What follows belongs to an exercise in optimizing a design on an open flow for small area; a production flow would make more cautious choices.
Only simulation tests tie the RTL to the original design; equivalence was not proved.
The series may have gaps, and a smaller design here may also do less where the tests do not look.

==> flow/config.mk <==
export PLATFORM = sky130hd
export DESIGN_NAME = STI_DAC
export DESIGN_NICKNAME = STI_DAC
export VERILOG_FILES = /design/flow/design.v
export SDC_FILE = /design/flow/constraint.sdc
export NUM_CORES = 4
export LEC_CHECK = 0
export CAP_MARGIN = 20
export CORE_MARGIN = 2
export CORE_UTILIZATION = 40
export SLEW_MARGIN = 20
==> flow/run.sh <==
#!/bin/bash
# synth_recipe.tcl (not shown) runs the flow's synth.tcl, then flattens the netlist and writes it again
# the make line also repeats each setting of config.mk as NAME=value (left out here)
make -C /OpenROAD-flow-scripts/flow DESIGN_CONFIG=/design/flow/config.mk WORK_HOME=/design/flow/orfs CLKGATE_MAP_FILE= SYNTH_SCRIPT=/design/flow/synth_recipe.tcl finish
==> flow/constraint.sdc <==
create_clock -name core_clock -period 10.0 [get_ports {clk}]
set_input_delay 2.0000 -clock core_clock [delete_from_list [all_inputs] [get_ports {clk}]]
set_output_delay 2.0000 -clock core_clock [all_outputs]
set_load 0.01 [all_outputs]
==> flow/design.v <==
module STI_DAC(clk ,reset, load, pi_data, pi_length, pi_fill, pi_msb, pi_low, pi_end,
	       so_data, so_valid,
	       oem_finish, oem_dataout, oem_addr,
	       odd1_wr, odd2_wr, odd3_wr, odd4_wr, even1_wr, even2_wr, even3_wr, even4_wr);
input		clk, reset;
input		load, pi_msb, pi_low, pi_end; 
input	[15:0]	pi_data;
input	[1:0]	pi_length;
input		pi_fill;
output		so_data, so_valid;
output  oem_finish, odd1_wr, odd2_wr, odd3_wr, odd4_wr, even1_wr, even2_wr, even3_wr, even4_wr;
output [4:0] oem_addr;
output [7:0] oem_dataout;
parameter IDLE = 0, LOAD = 1, STI = 2,  STI_END = 3, WAIT = 4, ZERO = 5, FINISH = 6;
parameter ODD = 1'd0, EVEN = 1'd1;
integer i;
reg [6:0] cs,ns;
reg so_valid,so_data;
reg [7:0] oem_dataout;
reg [4:0] oem_addr;
reg oem_finish,
    odd1_wr,odd2_wr,odd3_wr,odd4_wr,
    even1_wr,even2_wr,even3_wr,even4_wr;
reg en;
reg [2:0] cnt8;
reg [1:0] cnt4;
reg en_odd_even;
reg [1:0] cnt_odd_wr,cnt_even_wr;
reg [7:0] odd_even;
reg [2:0] cnt_en;
wire [3:0] A24;
assign A24 = 4'd15 - cnt8 -8*(cnt4 - 2'd1);
always @(posedge clk or posedge reset) begin
	if(reset)begin
        cs <= 'd0;
        cs[IDLE] <= 1'd1;
    end
    else cs <= ns;
end
always @(*) begin
    ns = 'd0;
    if(reset) ns[IDLE] = 1'd1;
    else begin
        case (1'd1)
            cs[IDLE]:                                                           ns[LOAD]    = 1'd1;
            cs[LOAD]:                                                           ns[STI]     = 1'd1;
            cs[STI]:begin                   
                case (pi_length)                    
                    2'b00:begin                 
                        if(cnt8 == 3'd7 && cnt4 == 2'd0)                        ns[STI_END] = 1'd1;
                        else                                                    ns[STI]     = 1'd1;
                    end                 
                    2'b01:begin                 
                        if(cnt8 == 3'd7 && cnt4 == 2'd1)                        ns[STI_END] = 1'd1;
                        else                                                    ns[STI]     = 1'd1;
                    end                 
                    2'b10:begin                 
                        if(cnt8 == 3'd7 && cnt4 == 2'd2)                        ns[STI_END] = 1'd1;
                        else                                                    ns[STI]     = 1'd1;
                    end                 
                    2'b11:begin                 
                        if(cnt8 == 3'd7 && cnt4 == 2'd3)                        ns[STI_END] = 1'd1;
                        else                                                    ns[STI]     = 1'd1;
                    end
                endcase
            end
            cs[STI_END]:                                                        ns[WAIT]    = 1'd1;
            cs[WAIT]:begin
                if((pi_end == 1'd1)&&(oem_addr==5'd0)&&(cnt_even_wr==2'd0))    ns[FINISH] = 1'd1;
                else if(pi_end == 1'd1)                                         ns[ZERO]    = 1'd1;
                else                                                            ns[LOAD]    = 1'd1;
            end
            cs[ZERO]:begin 
                if((oem_addr==5'd31)&&(cnt_even_wr==2'd3)&&(cnt_odd_wr==2'd3))  ns[FINISH]  = 1'd1;
                else                                                            ns[ZERO]    = 1'd1;
            end         
            cs[FINISH]:                                                         ns[FINISH]  = 1'd1;
            default:                                                            ns[IDLE]     = 1'd1;
        endcase
    end
end
always @(posedge clk or posedge reset) begin
    if (reset) begin
        cnt4 <= 2'd0;
        cnt8 <= 3'd0;
    end
    else begin
        case (1'd1)
            cs[IDLE]:begin
                cnt4 <= 2'd0;
                cnt8 <= 3'd0;
            end
            cs[LOAD]:;
            cs[STI]:begin
                cnt8 <= cnt8 + 3'd1;
                if(cnt8 == 3'd7)    cnt4 <= cnt4 +2'd1;
                else                cnt4 <= cnt4; 
            end 
            cs[STI_END]:begin
                cnt4 <= 2'd0;
                cnt8 <= 3'd0;
            end
            cs[WAIT]:;
            cs[ZERO]:;
            cs[FINISH]:;
        endcase
    end
end
always @(posedge clk or posedge reset) begin
    if(reset)begin
        so_valid <= 1'd0;
    end
    else begin
        case (1'd1)
            cs[IDLE]:       so_valid <= 1'd0;
            cs[LOAD]:;
            cs[STI]:        so_valid <= 1'd1;
            cs[STI_END]:    so_valid <= 1'd0;
            cs[WAIT]: ;      
            cs[ZERO]:;
            cs[FINISH]:;
        endcase
    end
end
always @(posedge clk or posedge reset) begin
    if(reset)begin
       so_data <= 1'd0;
       odd_even <= 8'd0; 
    end
    else begin
        case (1'd1)
            cs[IDLE]:begin
                so_data <= 1'd0;
                odd_even <= 8'd0; 
            end 
            cs[LOAD]:;
            cs[STI]:begin
                case (pi_length)
                    2'b00:begin 
                        case (pi_low)
                            1'd1:begin 
                                if(pi_msb)begin
                                    so_data <= pi_data[4'd15 - cnt8];
                                    odd_even[cnt8] <= pi_data[4'd15 - cnt8];
                                end
                                else begin
                                    so_data <= pi_data[4'd8 + cnt8];
                                    odd_even[cnt8] <= pi_data[4'd8 + cnt8];
                                end
                            end
                            1'd0:begin 
                                if(pi_msb)begin
                                    so_data <= pi_data[4'd7 - cnt8];
                                    odd_even[cnt8] <= pi_data[4'd7 - cnt8];
                                end
                                else begin
                                    so_data <= pi_data[cnt8];
                                    odd_even[cnt8] <= pi_data[cnt8];
                                end
                            end 
                        endcase
                    end
                    2'b01:begin 
                        if(pi_msb)begin  
                            so_data <= pi_data[4'd15 - cnt8 - 8*cnt4];
                            odd_even[cnt8] <= pi_data[4'd15 - cnt8 - 8*cnt4];
                        end
                        else begin  
                            so_data <= pi_data[cnt8 + 8*cnt4];
                            odd_even[cnt8] <= pi_data[cnt8 + 8*cnt4];
                        end
                    end
                    2'b10:begin 
                        case (pi_fill)
                            1'd1:begin  
                                if(pi_msb)begin
                                    if(cnt4 == 2'd2) begin
                                        so_data <= 1'd0;
                                        odd_even[cnt8] <= 1'd0;
                                    end
                                    else begin
                                        so_data <= pi_data[4'd15 - cnt8 -8*cnt4];
                                        odd_even[cnt8] <= pi_data[4'd15 - cnt8 -8*cnt4];
                                    end
                                end
                                else begin
                                    if(cnt4 == 2'd0) begin
                                        so_data <= 1'd0;
                                        odd_even[cnt8] <= 1'd0;
                                    end
                                    else begin
                                        so_data <= pi_data[cnt8 + 8*(cnt4 - 2'd1)];
                                        odd_even[cnt8] <= pi_data[cnt8 + 8*(cnt4 - 2'd1)];
                                    end
                                end
                            end
                            1'd0:begin  
                                if (pi_msb) begin
                                    if((cnt4 == 2'd1)||(cnt4 == 2'd2)||(cnt4 == 2'd3))begin
                                        so_data <= pi_data[A24];
                                        odd_even[cnt8] <= pi_data[A24]; 
                                    end
                                    else begin
                                        so_data <= 1'd0;
                                        odd_even[cnt8] <= 1'd0;
                                    end
                                end
                                else begin
                                    if(cnt4 == 2'd2)begin
                                        so_data <= 1'd0;
                                        odd_even[cnt8] <= 1'd0;
                                    end
                                    else begin
                                        so_data <= pi_data[cnt8 + 8*cnt4];
                                        odd_even[cnt8] <= pi_data[cnt8 + 8*cnt4];
                                    end
                                end
                            end 
                        endcase
                    end
                    2'b11:begin
                        case (pi_fill)
                            1'd1:begin  
                                if(pi_msb) begin
                                    if(cnt4 == 2'd2 || cnt4 == 2'd3)begin
                                        so_data <= 1'd0;
                                        odd_even[cnt8] <= 1'd0;
                                    end
                                    else begin
                                        so_data <= pi_data[4'd15 - cnt8 - 8*cnt4];
                                        odd_even[cnt8] <=  pi_data[4'd15 - cnt8 - 8*cnt4];
                                    end
                                end
                                else begin
                                    if(cnt4 == 2'd0 || cnt4 ==2'd1)begin
                                        so_data <= 1'd0;
                                        odd_even[cnt8] <= 1'd0;
                                    end
                                    else begin
                                        so_data <= pi_data[cnt8 + 8*(cnt4 - 2'd2)];
                                        odd_even[cnt8] <= pi_data[cnt8 + 8*(cnt4 - 2'd2)];
                                    end
                                end
                            end
                            1'd0:begin  
                                if(pi_msb) begin
                                    if(cnt4 == 2'd0 || cnt4 == 2'd1)begin
                                        so_data <= 1'd0;
                                        odd_even[cnt8] <= 1'd0;
                                    end
                                    else begin
                                        so_data <= pi_data[4'd15 - cnt8 - 8*(cnt4 - 2'd2)];
                                        odd_even[cnt8] <=  pi_data[4'd15 - cnt8 - 8*(cnt4 - 2'd2)];
                                    end
                                end
                                else begin
                                    if(cnt4 == 2'd2 || cnt4 == 2'd3)begin
                                        so_data <= 1'd0;
                                        odd_even[cnt8] <= 1'd0;
                                    end
                                    else begin
                                        so_data <= pi_data[cnt8 + 8*cnt4];
                                        odd_even[cnt8] <= pi_data[cnt8 + 8*cnt4];
                                    end
                                end
                            end 
                        endcase
                    end
                endcase
            end
            cs[STI_END]:;
            cs[WAIT]:;
            cs[ZERO]:;
            cs[FINISH]:;
        endcase
    end
end
always@(posedge clk or posedge reset)begin
    if(reset) en <= 1'd0;
    else if ((pi_end==1'd1)&&(oem_addr==3'd31)&&(cnt_even_wr==2'd3)&&(cnt_odd_wr==2'd3)) en <= 1'd1;
    else en <= 1'd0;
end
always@(posedge clk or posedge reset)begin
    if(reset) oem_addr <= 5'd0;
    else if (((cnt_en==3'd1)||(cnt_en==3'd3)||(cnt_en==3'd5)||(cnt_en==3'd7))&&( (odd1_wr==1'd1)||(odd2_wr==1'd1)||(odd3_wr==1'd1)||(odd4_wr==1'd1)||(even1_wr==1'd1)||(even2_wr==1'd1)||(even3_wr==1'd1)||(even4_wr==1'd1) )) oem_addr <= oem_addr + 5'd1;
    else oem_addr <= oem_addr;
end
always @(posedge clk or posedge reset) begin
    if(reset) cnt_en <= 3'd0;
    else if( (odd1_wr==1'd1)||(odd2_wr==1'd1)||(odd3_wr==1'd1)||(odd4_wr==1'd1)||(even1_wr==1'd1)||(even2_wr==1'd1)||(even3_wr==1'd1)||(even4_wr==1'd1) ) cnt_en <= cnt_en +1'd1;
    else cnt_en <= cnt_en;
end
always @(posedge clk or posedge reset) begin
    if(reset) en_odd_even <= ODD;
    else begin
        case (1'd1)
            cs[IDLE]: en_odd_even <= ODD;
            cs[LOAD]:;
            cs[STI]:begin
                if( (cnt8==3'd1 && cnt4==2'd1)||(cnt8==3'd1 && cnt4==2'd2)||(cnt8==3'd1 && cnt4==2'd3) ) begin
                    if(cnt_en == 3'd7) en_odd_even <= en_odd_even;
                    else en_odd_even <= en_odd_even + 1'd1;
                end
            end
            cs[STI_END]:;
            cs[WAIT]:begin
                if(pi_end==1'd1) en_odd_even <= en_odd_even + 1'd1;
                else begin
                    if(cnt_en == 3'd7) en_odd_even <= en_odd_even;
                    else en_odd_even <= en_odd_even + 1'd1;
                end
            end
            cs[ZERO]:begin
                en_odd_even <= en_odd_even + 1'd1;
            end
        endcase
    end
end
always @(posedge clk or posedge reset) begin
    if (reset) begin
        odd1_wr <= 1'd0;
        odd2_wr <= 1'd0;
        odd3_wr <= 1'd0;
        odd4_wr <= 1'd0;
        even1_wr <= 1'd0;
        even2_wr <= 1'd0;
        even3_wr <= 1'd0;
        even4_wr <= 1'd0; 
    end
    else begin
        case (1'd1)
            cs[IDLE]:begin
                odd1_wr <= 1'd0;
                odd2_wr <= 1'd0;
                odd3_wr <= 1'd0;
                odd4_wr <= 1'd0;
                even1_wr <= 1'd0;
                even2_wr <= 1'd0;
                even3_wr <= 1'd0;
                even4_wr <= 1'd0; 
            end
            cs[LOAD]:begin
                odd1_wr <= 1'd0;
                odd2_wr <= 1'd0;
                odd3_wr <= 1'd0;
                odd4_wr <= 1'd0;
                even1_wr <= 1'd0;
                even2_wr <= 1'd0;
                even3_wr <= 1'd0;
                even4_wr <= 1'd0; 
            end
            cs[STI]:begin
                case (en_odd_even)
                    ODD:begin  
                        if( (cnt8==3'd1 && cnt4==2'd1)||(cnt8==3'd1 && cnt4==2'd2)||(cnt8==3'd1 && cnt4==2'd3) ) begin 
                            case (cnt_odd_wr)
                                2'd0: odd1_wr <= 1'd1;
                                2'd1: odd2_wr <= 1'd1;
                                2'd2: odd3_wr <= 1'd1;
                                2'd3: odd4_wr <= 1'd1;
                            endcase
                        end
                        else begin
                            odd1_wr <= 1'd0;
                            odd2_wr <= 1'd0;
                            odd3_wr <= 1'd0;
                            odd4_wr <= 1'd0;
                            even1_wr <= 1'd0;
                            even2_wr <= 1'd0;
                            even3_wr <= 1'd0;
                            even4_wr <= 1'd0;
                        end
                    end
                    EVEN:begin  
                        if( (cnt8==3'd1 && cnt4==2'd1)||(cnt8==3'd1 && cnt4==2'd2)||(cnt8==3'd1 && cnt4==2'd3) ) begin 
                            case (cnt_even_wr)
                                2'd0: even1_wr <= 1'd1;
                                2'd1: even2_wr <= 1'd1;
                                2'd2: even3_wr <= 1'd1;
                                2'd3: even4_wr <= 1'd1;
                            endcase
                        end
                        else begin
                            odd1_wr <= 1'd0;
                            odd2_wr <= 1'd0;
                            odd3_wr <= 1'd0;
                            odd4_wr <= 1'd0;
                            even1_wr <= 1'd0;
                            even2_wr <= 1'd0;
                            even3_wr <= 1'd0;
                            even4_wr <= 1'd0;
                        end
                    end 
                endcase
            end 
            cs[STI_END]:;            
            cs[WAIT]:begin
                case (en_odd_even)
                    ODD:begin 
                        case (cnt_odd_wr)
                            2'd0: odd1_wr <= 1'd1;
                            2'd1: odd2_wr <= 1'd1;
                            2'd2: odd3_wr <= 1'd1;
                            2'd3: odd4_wr <= 1'd1;
                        endcase
                    end
                    EVEN:begin 
                        case (cnt_even_wr)
                            2'd0: even1_wr <= 1'd1;
                            2'd1: even2_wr <= 1'd1;
                            2'd2: even3_wr <= 1'd1;
                            2'd3: even4_wr <= 1'd1;
                        endcase
                    end 
                endcase
            end
            cs[ZERO]:begin
                begin
                    case (en_odd_even)
                        ODD:begin 
                            case (cnt_odd_wr)
                                2'd0:begin
                                    odd1_wr <= 1'd1;
                                    odd2_wr <= 1'd0;
                                    odd3_wr <= 1'd0;
                                    odd4_wr <= 1'd0;
                                    even1_wr <= 1'd0;
                                    even2_wr <= 1'd0;
                                    even3_wr <= 1'd0;
                                    even4_wr <= 1'd0;
                                end
                                2'd1:begin
                                    odd1_wr <= 1'd0;
                                    odd2_wr <= 1'd1;
                                    odd3_wr <= 1'd0;
                                    odd4_wr <= 1'd0;
                                    even1_wr <= 1'd0;
                                    even2_wr <= 1'd0;
                                    even3_wr <= 1'd0;
                                    even4_wr <= 1'd0;
                                end
                                2'd2:begin
                                    odd1_wr <= 1'd0;
                                    odd2_wr <= 1'd0;
                                    odd3_wr <= 1'd1;
                                    odd4_wr <= 1'd0;
                                    even1_wr <= 1'd0;
                                    even2_wr <= 1'd0;
                                    even3_wr <= 1'd0;
                                    even4_wr <= 1'd0;
                                end
                                2'd3:begin
                                    odd1_wr <= 1'd0;
                                    odd2_wr <= 1'd0;
                                    odd3_wr <= 1'd0;
                                    odd4_wr <= 1'd1;
                                    even1_wr <= 1'd0;
                                    even2_wr <= 1'd0;
                                    even3_wr <= 1'd0;
                                    even4_wr <= 1'd0;
                                end
                            endcase
                        end 
                        EVEN:begin 
                            case (cnt_even_wr)                        
                                2'd0:begin
                                    odd1_wr <= 1'd0;
                                    odd2_wr <= 1'd0;
                                    odd3_wr <= 1'd0;
                                    odd4_wr <= 1'd0;
                                    even1_wr <= 1'd1;
                                    even2_wr <= 1'd0;
                                    even3_wr <= 1'd0;
                                    even4_wr <= 1'd0;
                                end
                                2'd1:begin
                                    odd1_wr <= 1'd0;
                                    odd2_wr <= 1'd0;
                                    odd3_wr <= 1'd0;
                                    odd4_wr <= 1'd0;
                                    even1_wr <= 1'd0;
                                    even2_wr <= 1'd1;
                                    even3_wr <= 1'd0;
                                    even4_wr <= 1'd0;
                                end
                                2'd2:begin
                                    odd1_wr <= 1'd0;
                                    odd2_wr <= 1'd0;
                                    odd3_wr <= 1'd0;
                                    odd4_wr <= 1'd0;
                                    even1_wr <= 1'd0;
                                    even2_wr <= 1'd0;
                                    even3_wr <= 1'd1;
                                    even4_wr <= 1'd0;
                                end
                                2'd3:begin
                                    odd1_wr <= 1'd0;
                                    odd2_wr <= 1'd0;
                                    odd3_wr <= 1'd0;
                                    odd4_wr <= 1'd0;
                                    even1_wr <= 1'd0;
                                    even2_wr <= 1'd0;
                                    even3_wr <= 1'd0;
                                    even4_wr <= 1'd1;
                                end
                            endcase
                        end 
                    endcase
                end
            end 
            cs[FINISH]:begin
                odd1_wr <= 1'd0;
                odd2_wr <= 1'd0;
                odd3_wr <= 1'd0;
                odd4_wr <= 1'd0;
                even1_wr <= 1'd0;
                even2_wr <= 1'd0;
                even3_wr <= 1'd0;
                even4_wr <= 1'd0; 
            end 
        endcase 
    end 
end
always @(posedge clk or posedge reset) begin
    if(reset)begin
        oem_dataout <= 8'd0;
        oem_finish <= 1'd0;  
    end
    else begin
        case (1'd1)
            cs[IDLE]:begin
                oem_dataout <= 8'd0;
                oem_finish <= 1'd0;
            end
            cs[LOAD]:;
            cs[STI]:begin
                case (en_odd_even)
                    ODD:begin  
                        if( (cnt8==3'd0 && cnt4==2'd1)||(cnt8==3'd0 && cnt4==2'd2)||(cnt8==3'd0 && cnt4==2'd3) ) begin
                            oem_dataout[7:0] <= {odd_even[0],odd_even[1],odd_even[2],odd_even[3],odd_even[4],odd_even[5],odd_even[6],odd_even[7]}; 
                        end
                        else begin
                            oem_dataout <= oem_dataout;
                        end
                    end
                    EVEN:begin  
                        if( (cnt8==3'd0 && cnt4==2'd1)||(cnt8==3'd0 && cnt4==2'd2)||(cnt8==3'd0 && cnt4==2'd3) ) begin
                            oem_dataout[7:0] <= {odd_even[0],odd_even[1],odd_even[2],odd_even[3],odd_even[4],odd_even[5],odd_even[6],odd_even[7]}; 
                        end
                        else begin
                            oem_dataout <= oem_dataout;
                        end
                    end 
                endcase
            end 
            cs[STI_END]:begin
                case (en_odd_even)
                    ODD:begin
                        oem_dataout[7:0] <= {odd_even[0],odd_even[1],odd_even[2],odd_even[3],odd_even[4],odd_even[5],odd_even[6],odd_even[7]}; 
                    end
                    EVEN:begin
                        oem_dataout[7:0] <= {odd_even[0],odd_even[1],odd_even[2],odd_even[3],odd_even[4],odd_even[5],odd_even[6],odd_even[7]}; 
                    end 
                endcase
            end
            cs[WAIT]:;
            cs[ZERO]:begin
                case (en_odd_even)
                    ODD:begin
                        oem_dataout <= 8'd0;
                    end 
                    EVEN:begin
                        oem_dataout <= 8'd0;
                    end 
                endcase
            end
            cs[FINISH]: begin
                oem_finish <= 1'd1; 
            end 
        endcase
    end
end
always @(posedge clk or posedge reset) begin
    if(reset)begin
        cnt_odd_wr <= 2'd0;
        cnt_even_wr <= 2'd0;
    end
    else begin
        case (1'd1)
            cs[IDLE]:begin
                cnt_odd_wr <= 2'd0;
                cnt_even_wr <= 2'd0;
            end
            cs[LOAD]:;
            cs[STI]:begin
                case (en_odd_even)
                    ODD:begin  
                        if( (cnt8==3'd1 && cnt4==2'd1)||(cnt8==3'd1 && cnt4==2'd2)||(cnt8==3'd1 && cnt4==2'd3) ) begin
                            if(oem_addr == 5'd31) cnt_odd_wr <= cnt_odd_wr+2'd1;
                            else cnt_odd_wr <= cnt_odd_wr;
                        end
                        else begin
                            cnt_odd_wr <= cnt_odd_wr;
                        end
                    end
                    EVEN:begin  
                        if( (cnt8==3'd1 && cnt4==2'd1)||(cnt8==3'd1 && cnt4==2'd2)||(cnt8==3'd1 && cnt4==2'd3) ) begin
                            if(oem_addr == 5'd31) cnt_even_wr <= cnt_even_wr+2'd1;
                            else cnt_even_wr <= cnt_even_wr;                                             
                        end
                        else begin
                            cnt_even_wr <= cnt_even_wr;
                        end
                    end 
                endcase
            end 
            cs[STI_END]:;
            cs[WAIT]:begin
                case (en_odd_even)
                    ODD:begin
                        if(oem_addr == 5'd31) cnt_odd_wr <= cnt_odd_wr+2'd1;
                        else cnt_odd_wr <= cnt_odd_wr;
                    end 
                    EVEN:begin
                        if(oem_addr == 5'd31) cnt_even_wr <= cnt_even_wr+2'd1;
                        else cnt_even_wr <= cnt_even_wr;
                    end 
                endcase
            end
            cs[ZERO]:begin
                case (en_odd_even)
                    ODD:begin
                        if(oem_addr == 5'd31) cnt_even_wr <= cnt_even_wr+2'd1;
                        else cnt_even_wr <= cnt_even_wr;
                    end
                    EVEN:begin
                        if(oem_addr == 5'd31) cnt_odd_wr <= cnt_odd_wr+2'd1;
                        else cnt_odd_wr <= cnt_odd_wr;
                    end 
                endcase
            end
            cs[FINISH]:;
        endcase
    end
end
endmodule
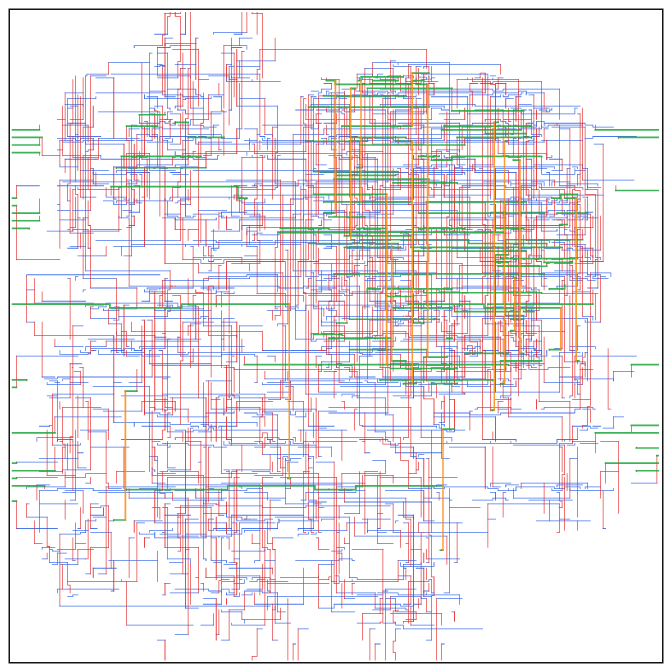
Figure 1: run 1, wiring by layer.
orange -> met4  # wire length 479 um
green -> met3  # wire length 1260 um
blue -> met1  # wire length 7330 um
red -> met2  # wire length 7050 um
Routed WL per cell: 19.19 um
Detailed Route WL: 16120 um

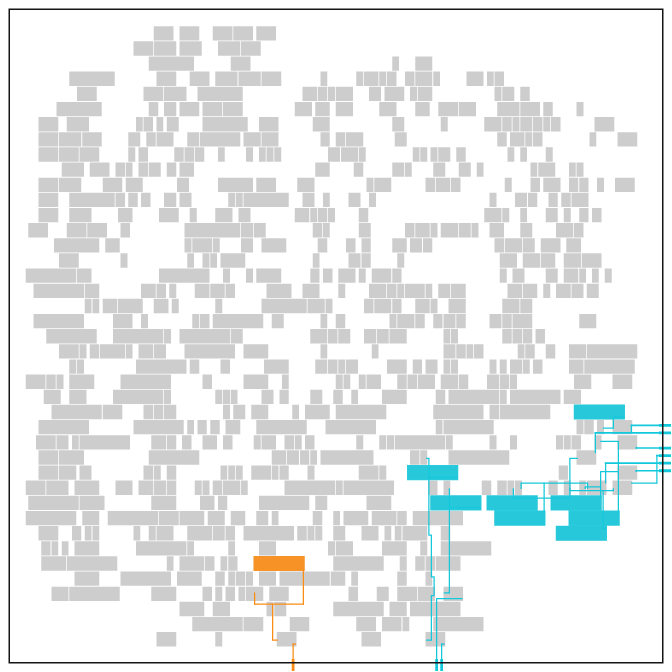
Figure 2: run 1, port wiring.
orange -> even2_wr  # bits 1, direction output, end cells 1, wire 28.0 um
cyan -> oem_dataout  # bits 8, direction output, end cells 8, wire 225 um

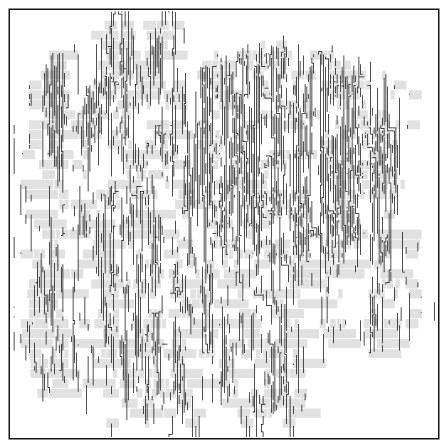
Figure 3: run 1, M2 wires.
Cells faint in the background.
wire length on this layer = 7050 um
share of all routed wire = 44%
longest straight run = 51.0 um

==> run notes, run 1 <==
- Summing over every cut layer, the via total after detailed routing is 5173.
- The number of max-slew violations in the final report is 0.
- For this run, design rule violations remaining after detail routing come to 0.
- The startpoint identified for the worst register-to-register timing path is cnt8[1]$_DFFE_PP0P_.
- The clock reaches the later pin of the worst-skew pair after 300 ps.
- The post-synthesis cell count is 646.
- The end of the worst hold path is oem_dataout[3]$_DFFE_PP0P_.
- Across the routed clock network, the largest skew measured is 6.586 ps.
- For this run, the leading register cell type out of synthesis is dfrtp_1.
- The startpoint identified for the worst hold timing path is oem_dataout[3]$_DFFE_PP0P_.
- The via count of the first global-routing pass was 4819.
- The global-route wire length before repair is 25850 um.
- After detailed routing, no signal wire sits above met4.
- Ranked by total cell area, the synthesized netlist is headed by dfrtp_1 25%, ha_1 7.3%, nand2_1 6.2%, a21oi_1 5.5%, nor2_1 4.9%.
- The path class of the tightest hold or removal check is reg2reg.
- The final worst hold slack is 479.6 ps.
- The first TritonRoute pass finished after 5 iterations.
- The antenna diode instance count is 0.
- Once layout is complete, the cells apart from fillers number 840.
- The cell area reported after detailed placement is 5663 sq um.
- The share of synthesized registers carrying an async set or reset is 1.000.
- On the worst path, the slowest cell contributes a delay of 630 ps.
- The non-clock buffer area fraction after layout is 0.08703.
- Wire segments on met2 add up to 7053 um in the final route.
- The worst setup path is captured at a flip-flop.
- The clock passes through at most 2 buffers.
- When the netlist entered floorplanning its net count stood at 701.
- The TritonCTS buffer count is 5.
- Leaving out fill and tap cells, the most frequent cells in the layout are 85 x nand2_1, 67 x nor2_1, 56 x a21oi_1.
- The register fraction of the total cell area is 0.2232.
- The number of port buffers is 47.
- The slew at the pin closest to its max-slew limit is 1028 ps.
- The max-capacitance violation count is 0.
- The number of cells traversed by the worst hold path is 2.
- The count of inverters not on the clock network in the layout is 24.
- The initial antenna violation count came to 0.
- For this run, global-route usage on met2 was measured as 0.3703.
- The average size of a mapped cell is 7.916 sq um.
- In this run the most used layer during global routing was met2.
- The most critical setup path has its startpoint at pi_msb.
- The synthesized design contains 52 register bits.
- The final net count is 722.
- For this run, the register share of the synthesized area comes to 0.2547.
- In the final layout, the share of cells above drive strength 1 is 0.07635.
- Buffers inserted to repair hold after CTS numbered 0.
- The critical path arrival is 5160 ps.
- After synthesis, the share of cell area in mux cells is 0.1072.
- The global routing usage summed across all routing layers is 0.2423.
- The path length in cells of the critical path is 9.
- The type of element launching the critical path is an input pin.
- The total length of routed met3 wires is 1255 um.
- The clock period minus worst slack is 4972 ps.
- Of the total synthesized cell area, the portion taken by XOR and XNOR cells is 0.01370.
- The cell area after synthesis is 5114 sq um.
- The clock-cell share of area is 0.02872.
- The routed via count divided by cell count is 6.158.
- The arithmetic-cell share of the synthesized area counting full adders, half adders and majority gates is 0.07340.
- The die covers 13700 sq um.
- The most used standard cell by instance count after synthesis is nand2_1.
- The fmax is 201.1 MHz.
- The final core area utilization is 0.4644.
- The floorplan step set the die width to 117.1 um.
- In the final layout, the multi-input gates occupy 3553 sq um.
- The placer congestion estimate is 0.9800.
- The setup slack at placement is 4760 ps.
- The area share of and/or/nand/nor cells after synthesis is 0.2185.
- dfrtp_1 takes more of the synthesized area than any other cell.
- Fill cells in the final layout number 1257.
- The routed metal-1 wirelength is 7334 um.
- In the layout the tool counted multi-input logic cells amounting to 532.
- The count of cell types in the netlist is 76.
- The met3 track demand over resource in global routing is 0.03038.
- The commonest cells after synthesis are 85 x nand2_1, 67 x nor2_1, 56 x a21oi_1, 51 x dfrtp_1, 37 x o21ai_0.
- Once the clock tree was built, the setup fixing pass inserted 0 buffers.
- Grouping stages by cell kind, the critical path spends the most delay in buffers and inverters.
- The compound-gate portion of the synthesized area is 0.2809.
- Of the total standard cell area in the layout, the multi-input combinational portion is 0.6088.
- Headroom to the max-slew limit came out at 0.3121.
- The buffer count excluding the clock tree in the final layout is 52.
- The logic depth of the worst register-to-register path is 10.
- The register clock-pin slew on the reported worst setup and hold paths is 60 ps.
- The buffers plus inverters on the worst setup path is 3.
- After the first detailed-routing iteration, the DRC count stood at 507.
- The initialized floorplan defines 41 standard-cell rows.
- Compared with the post-synthesis result, the final layout area differs by 14.14%.
- Walking the worst path, the cells encountered are clkdlybuf4s50_1 > buf_4 > clkinv_1 > nand2_1 > o32ai_4 > a22o_1 > o21a_1 > or4_1 > a31o_1.
- The share of synthesized area in the top cell type comes to 0.2496.
- The final non-filler cell area is 5837 sq um.
- The destination of the critical timing path is odd_even[4]$_DFFE_PP0P_.
- The worst register-to-register path ends at odd_even[4]$_DFFE_PP0P_.
- The total negative setup slack is 0 ps.
- The worst-case setup margin in the final layout is 5028 ps.
- By area, the class that comes first in the final layout consists of multi-input gates.
- The count of H-tree levels built during CTS is 2.
- The final number of hold-violating endpoints was 0.
- The placed wire-length estimate after detailed placement is 11720 um.
- The initial utilization of the core area, before any placement, comes to 0.4069.
- In this run the count of I/O pins placed on the die edge is 49.
- The number of cells after detailed placement is 832.
- TritonCTS built the clock tree.
- The combinational family with the most area after synthesis is compound AO/OA/AOI/OAI gates.
- The largest registers in the layout are odd_even: 8 flops, oem_dataout: 8 flops, cs: 7 flops.
- In this run the worst path has a maximum fanout of 39.
- The sequential cell area is 1303 sq um.
- The flow ran to the end and the layout has no timing, DRC or antenna violations.
- Gates resized during post-CTS repair numbered 0.
Figure 4. Cell area per tile (run 1).
Bar = 20 um. 12 x 12 tiles, from white (low) to dark blue (high), 0 to 100% covered.
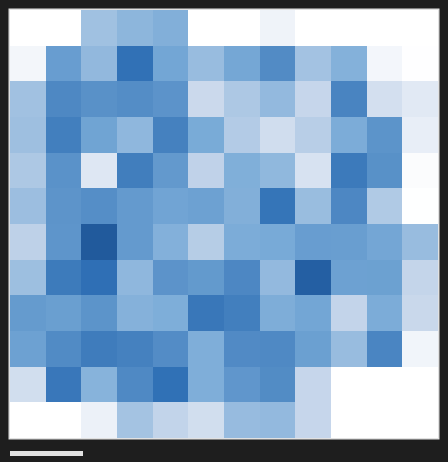

==> run 2: a larger rewrite; changed files in full <==
==> flow/design.v <==
module STI_DAC(clk ,reset, load, pi_data, pi_length, pi_fill, pi_msb, pi_low, pi_end,
	       so_data, so_valid,
	       oem_finish, oem_dataout, oem_addr,
	       odd1_wr, odd2_wr, odd3_wr, odd4_wr, even1_wr, even2_wr, even3_wr, even4_wr);
input		clk, reset;
input		load, pi_msb, pi_low, pi_end;
input	[15:0]	pi_data;
input	[1:0]	pi_length;
input		pi_fill;
output		so_data, so_valid;
output  oem_finish, odd1_wr, odd2_wr, odd3_wr, odd4_wr, even1_wr, even2_wr, even3_wr, even4_wr;
output [4:0] oem_addr;
output [7:0] oem_dataout;
reg  [5:0] t;
reg  [1:0] m;
reg  [7:0] w;
reg        p;
reg  [8:0] sr;
wire run  = (m == 2'd1);
wire zero = (m == 2'd2);
wire [1:0] sb  = t[4:3];
wire       f   = pi_fill & pi_length[1];
wire [1:0] top = f ? 2'd1 : pi_length;
wire [1:0] off = f ? {pi_length[0], ~pi_length[0]} : 2'd0;
wire [1:0] e   = pi_msb ? (top - sb) : (sb - off);
wire       hi  = (pi_length == 2'd0) ? pi_low : e[0];
wire [2:0] bi  = t[2:0] ^ {3{pi_msb}};
assign so_data  = ~e[1] & pi_data[{hi, bi}];
assign so_valid = run & ~t[5];
wire wr = zero | (run & ((t == 6'd62) | (~t[5] & (t[2:0] == 3'd1) & (sb != 2'd0))));
assign oem_addr    = w[5:1];
assign oem_dataout = sr[8:1];
assign oem_finish  = (m == 2'd3);
assign odd1_wr  = wr & ~p & (w[7:6] == 2'd0);
assign odd2_wr  = wr & ~p & (w[7:6] == 2'd1);
assign odd3_wr  = wr & ~p & (w[7:6] == 2'd2);
assign odd4_wr  = wr & ~p & (w[7:6] == 2'd3);
assign even1_wr = wr &  p & (w[7:6] == 2'd0);
assign even2_wr = wr &  p & (w[7:6] == 2'd1);
assign even3_wr = wr &  p & (w[7:6] == 2'd2);
assign even4_wr = wr &  p & (w[7:6] == 2'd3);
always @(posedge clk or posedge reset) begin
    if (reset) begin
        t <= 6'd61;
        m <= 2'd0;
        w <= 8'd0;
        p <= 1'b0;
    end
    else begin
        if (t == {1'b0, pi_length, 3'b111}) t <= 6'd61;
        else                                t <= t + 6'd1;
        case (m)
            2'd0: if (t == 6'd62) m <= 2'd1;
            2'd1: if (t == 6'd61 && pi_end) m <= 2'd2;
            2'd2: if (w == 8'd255) m <= 2'd3;
            default: ;
        endcase
        if (wr) begin
            w <= w + 8'd1;
            if (zero || w[2:0] != 3'd7) p <= ~p;
        end
    end
end
always @(posedge clk) begin
    if (zero) sr <= 9'd0;
    else      sr <= {sr[7:0], so_data};
end
endmodule
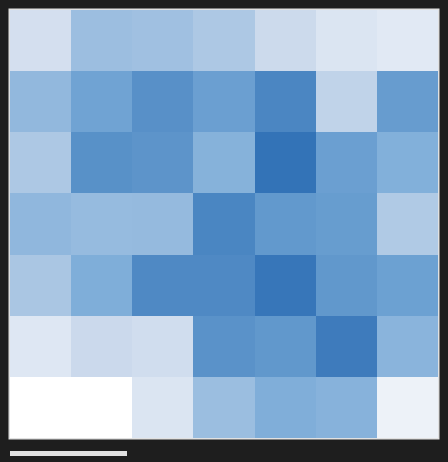
Figure 5: run 2, cell area per tile.
Bar = 20 um. 7 x 7 tiles, from white (low) to dark blue (high), 0 to 100% covered.
densest ninth of the die = centre
mean over tiles = 43%
fullest tile = 73%
emptiest ninth of the die = lower left
floorplan core area: 4661 sq um
core occupancy in the finished layout: 0.5001
Initial Util: 0.4070

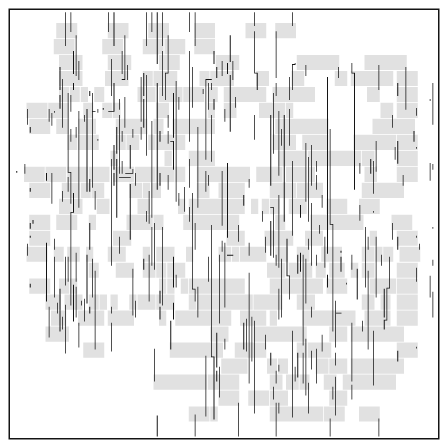
Figure 6: run 2, M2 wires.
Cells faint in the background.
share of all routed wire = 46%
wire length on this layer = 1560 um
longest straight run = 29.9 um
nets with wire on the layer = 214
global routing usage on met2: 0.2071
Vias: 1455

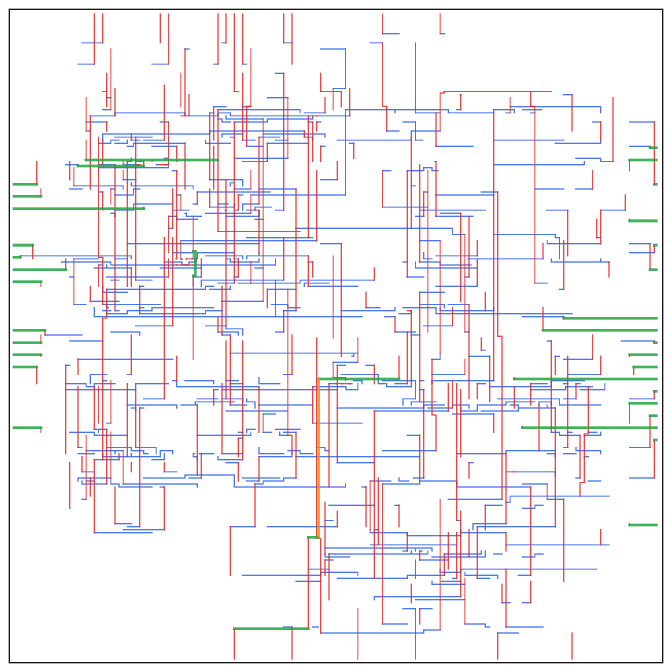
Figure 7: run 2, wiring by layer.
blue -> met1  # wire length 1650 um
green -> met3  # wire length 165 um
orange -> met4  # wire length 17.7 um
red -> met2  # wire length 1560 um
Detailed Route WL: 3385 um
total global routing track utilization: 0.1303

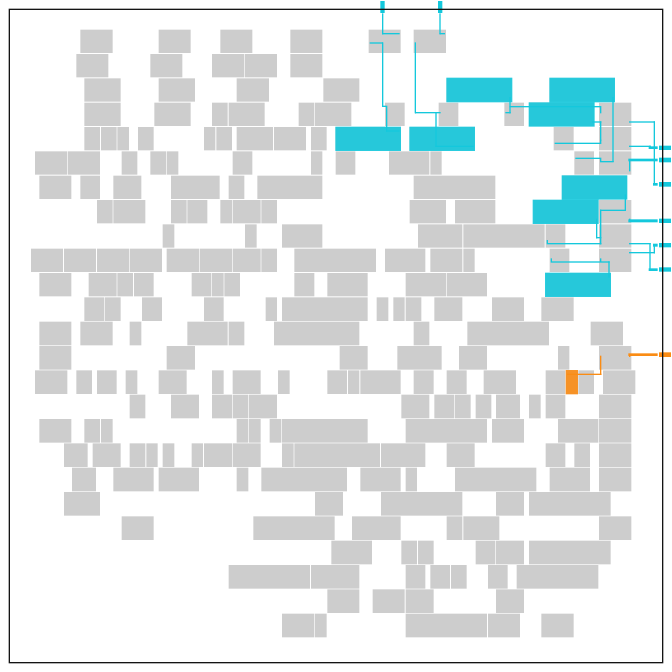
Figure 8: run 2, port wiring.
orange -> even2_wr  # bits 1, direction output, end cells 1, wire 8.90 um
cyan -> oem_dataout  # bits 8, direction output, end cells 8, wire 127 um
number of ports placed on the die boundary: 49
number of buffers inserted by port buffering: 47

==> run 2 against run 1 <==
  * Synthesized cell count down 68%
  * Global-route usage down 11 points
  * Critical path depth unchanged
  * Non-clock buffer count down 5
  * Sequential share of layout area up 3.9 points
  * Register-to-register slack better by 1500 ps
  * Die area down 61%
  * Via count down 72%
  * Design area down 60%
==> run notes, run 2 <==
- The run finished with no timing, DRC or antenna violations.
- Once routing completed, OpenROAD measured the worst setup slack at 3652 ps.
- The filler cells instantiated in the layout total 462.
- The max-capacitance violation count is 0.
- Clock-pin slew was measured on the worst setup and hold paths at 90 ps.
- The area share of and/or/nand/nor cells after synthesis is 0.2051.
- The first global-routing pass estimated 5609 um of wire.
- After the last flow step, the layout net total stands at 271.
- Detailed routing placed a total of 1558 um of wire on met2.
- The register fraction of the total cell area is 0.2625.
- In the finished layout, the clock tree contains a buffer count of 4.
- The met3 track demand over resource in global routing is 0.02072.
- The worst flop-to-flop path endpoint is w[1]$_DFFE_PP0P_.
- In this run the worst path has a maximum fanout of 7.
- The pre-antenna-repair detailed-routing pass consisted of 4 iterations.
- After synthesis, the mean cell area works out to 9.163 sq um.
- After technology mapping, the gate count stands at 207.
- Yosys attributes the largest share of cell area to dfrtp_1 16%, dfxtp_1 9.5%, ha_1 7.9%, dfstp_2 6.9%, nor2b_1 5.3%.
- The timing startpoint of the critical path is pi_length[1].
- The finished cells cover 2331 sq um.
- The floorplan step set the die width to 72.86 um.
- The critical-path cell with the highest stage delay is clkdlybuf4s50_1.
- After the first detailed-routing iteration, the DRC count stood at 44.
- The multi-input combinational cells in the finished layout cover a total of 1085 sq um.
- For this run, the register share of the synthesized area comes to 0.3226.
- Based on the critical path, the design can be clocked at up to 157.5 MHz.
- Data on the critical path arrives at its endpoint at 4350 ps.
- The clock tree buffer depth is 2.
- The number of gates resized after cts is 0.
- Before CTS, the worst setup slack after placement is 3636 ps.
- The flip-flop cell with the highest count after synthesis is dfrtp_1.
- The worst register-to-register path begins at t[1]$_DFF_PP0_.
- The compound-gate portion of the synthesized area is 0.1161.
- In the synthesized netlist, the cells that appear most often are 16 x nand2_1, 16 x nor2b_1, 13 x buf_4.
- The detailed-route DRC error count is 0.
- Traced cell by cell, the critical path runs through clkdlybuf4s50_1 > a21oi_1 > ha_1 > mux2_2 > o211ai_1 > a21oi_1 > xor2_1 > nor3_1 > clkdlybuf4s50_1.
- The placed instances occupy a cell area of 2265 sq um.
- The via count of the first global-routing pass is 1298.
- The post-detailed-route count of antenna-violating nets is 0.
- The floorplan row count is 25.
- The number of hold buffers added after cts is 0.
- The largest registers in the layout are sr: 9 flops, w: 8 flops, t: 6 flops.
- Counting cells, the worst reg-to-reg path comes to 6.
- The number of cells traversed by the worst hold path is 1.
- The congestion estimate from routability-driven global placement came to 0.7688.
- After layout, the minimum clock period comes to 6348 ps.
- Clock skew on the completed layout was measured at 4.537 ps.
- Following the worst setup path forward leads to its endpoint at so_data.
- The number of cells after detailed placement is 283.
- The flop and latch count out of synthesis is 26.
- The critical path runs through a total of 9 cells.
- The initial antenna violation count is 0.
- Summed over all nets, the half-perimeter wirelength after detailed placement is 2621 um.
- The combinational family with the most area after synthesis is simple AND/OR/NAND/NOR gates.
- The number of max-slew violations in the final report is 0.
- The die covers 5309 sq um.
- After global routing, the most crowded layer is met2.
- The worst hold path terminates at sr[1]$_SDFF_PP0_.
- The count of inverters not on the clock network in the layout is 8.
- The sort of element at the end of the critical path is an output port.
- The routed via count divided by cell count is 5.070.
- The startpoint of the worst hold path is sr[0]$_SDFF_PP0_.
- The finished layout holds 287 standard cells, fillers aside.
- Measured against its own limit, the worst slew margin works out to 0.5344.
- The TritonCTS clock tree is yes.
- The setup fix buffers added after clock tree synthesis is 0.
- Of the total synthesized cell area, the portion taken by full adders, half adders and majority gates is 0.07916.
- The cell area after synthesis is 1897 sq um.
- The multi-input combinational gate total is 148.
- The cell kind with the greatest summed area is multi-input gates.
- Measured on the final layout, buffering overhead outside the clock network stands at 0.2018.
- The gate family responsible for the most delay along the worst path is buffers and inverters.
- The buffer count excluding the clock tree in the final layout is 47.
- The clock net in this run drives a total of 26 sinks.
- The type of element launching the critical path is an input pin.
- The uppermost signal routing layer after detailed routing is met4.
- For the pin with the worst max-slew slack, the measured transition is 698.4 ps.
- The buffers plus inverters on the worst setup path is 2.
- The biggest cell delay along the critical path is 600 ps.
- The clock root buffer is clkbuf_8.
- Compared with the post-synthesis result, the final layout area differs by 22.89%.
- Counting flops with a built-in enable in the synthesized netlist gives 0.
- The worst hold path belongs to the class reg2reg.
- The number of flip-flops and latches is 26.
- Of the total synthesized cell area, the portion taken by XOR and XNOR cells is 0.06464.
- In the layout the commonest cells are 47 x clkdlybuf4s50_1, 16 x nand2_1, 16 x nor2b_1.
- The routed length per placed instance is 11.79 um.
- The sequential cell area is 611.8 sq um.
- In the finished design, the share of the clock period the worst path needs comes to 0.6348.
- Measured on the final layout, the clock distribution area share stands at 0.02845.
- The number of clock buffers added by TritonCTS is 3.
- Hold is met by 445.5 ps.
- The number of warnings reported in the yosys synthesis log is 1.
- Of the cells placed in the final design, the portion with a size suffix greater than 1 is 0.1116.
- The multiplexer fraction of the synthesized cell area is 0.1069.
- The later pin in the worst-skew pair is clocked with a latency of 270 ps.
- 0 antenna diodes ended up in the layout.
- The multi-input combinational area share is 0.4654.
- The total negative setup slack is 0 ps.
- For this run the aggregate overflow at the end of global routing stands at 0.
- The chip height is 72.86 um.
- The synthesized netlist contains 48 unique library cells.
- The share of synthesized registers carrying an async set or reset is 0.6538.
- Of the post-synthesis cell area, the dominant cell type holds 0.1583.
- The final number of hold-violating endpoints is 0.
- The count of H-tree levels built during CTS is 1.
- The routed metal-1 wirelength is 1645 um.
- The largest total area in the synthesized netlist belongs to dfrtp_1.
- The synthesized net count is 244.
- After detailed routing, the met3 layer carries 164 um of wire.

[port drivers added, routing unchanged]
In the flow no input, the clock included, has a driving cell. The finished layouts below were timed again as built, in two steps.
Step 1 (the two cells are an assumption about what drives the block):
set clk [get_ports {clk}]
set_driving_cell -lib_cell sky130_fd_sc_hd__clkbuf_16 $clk
set_driving_cell -lib_cell sky130_fd_sc_hd__buf_2 [delete_from_list [all_inputs] $clk]
Step 2 times the ports against the registers' clock, not the clock port: input delays grow and output delays shrink by t, the midpoint of the rising clock arrivals with the driver on.
Slacks: ideal / step 1 / step 2; pairs: ideal / step 1.
run | shift t [ns] | setup slack, ns | hold WS [ns]
run 1 | 0.331 | 5.028 / 5.034 / 4.704 | 0.480 / 0.480 / 0.480
run 2 | 0.289 | 3.652 / 3.630 / 3.630 | 0.445 / 0.445 / 0.445
After both steps every run listed still meets setup and hold. For run 1, which loses most, drivers alone change the setup slack by +0.006 ns; drivers and shift together by -0.324 ns.
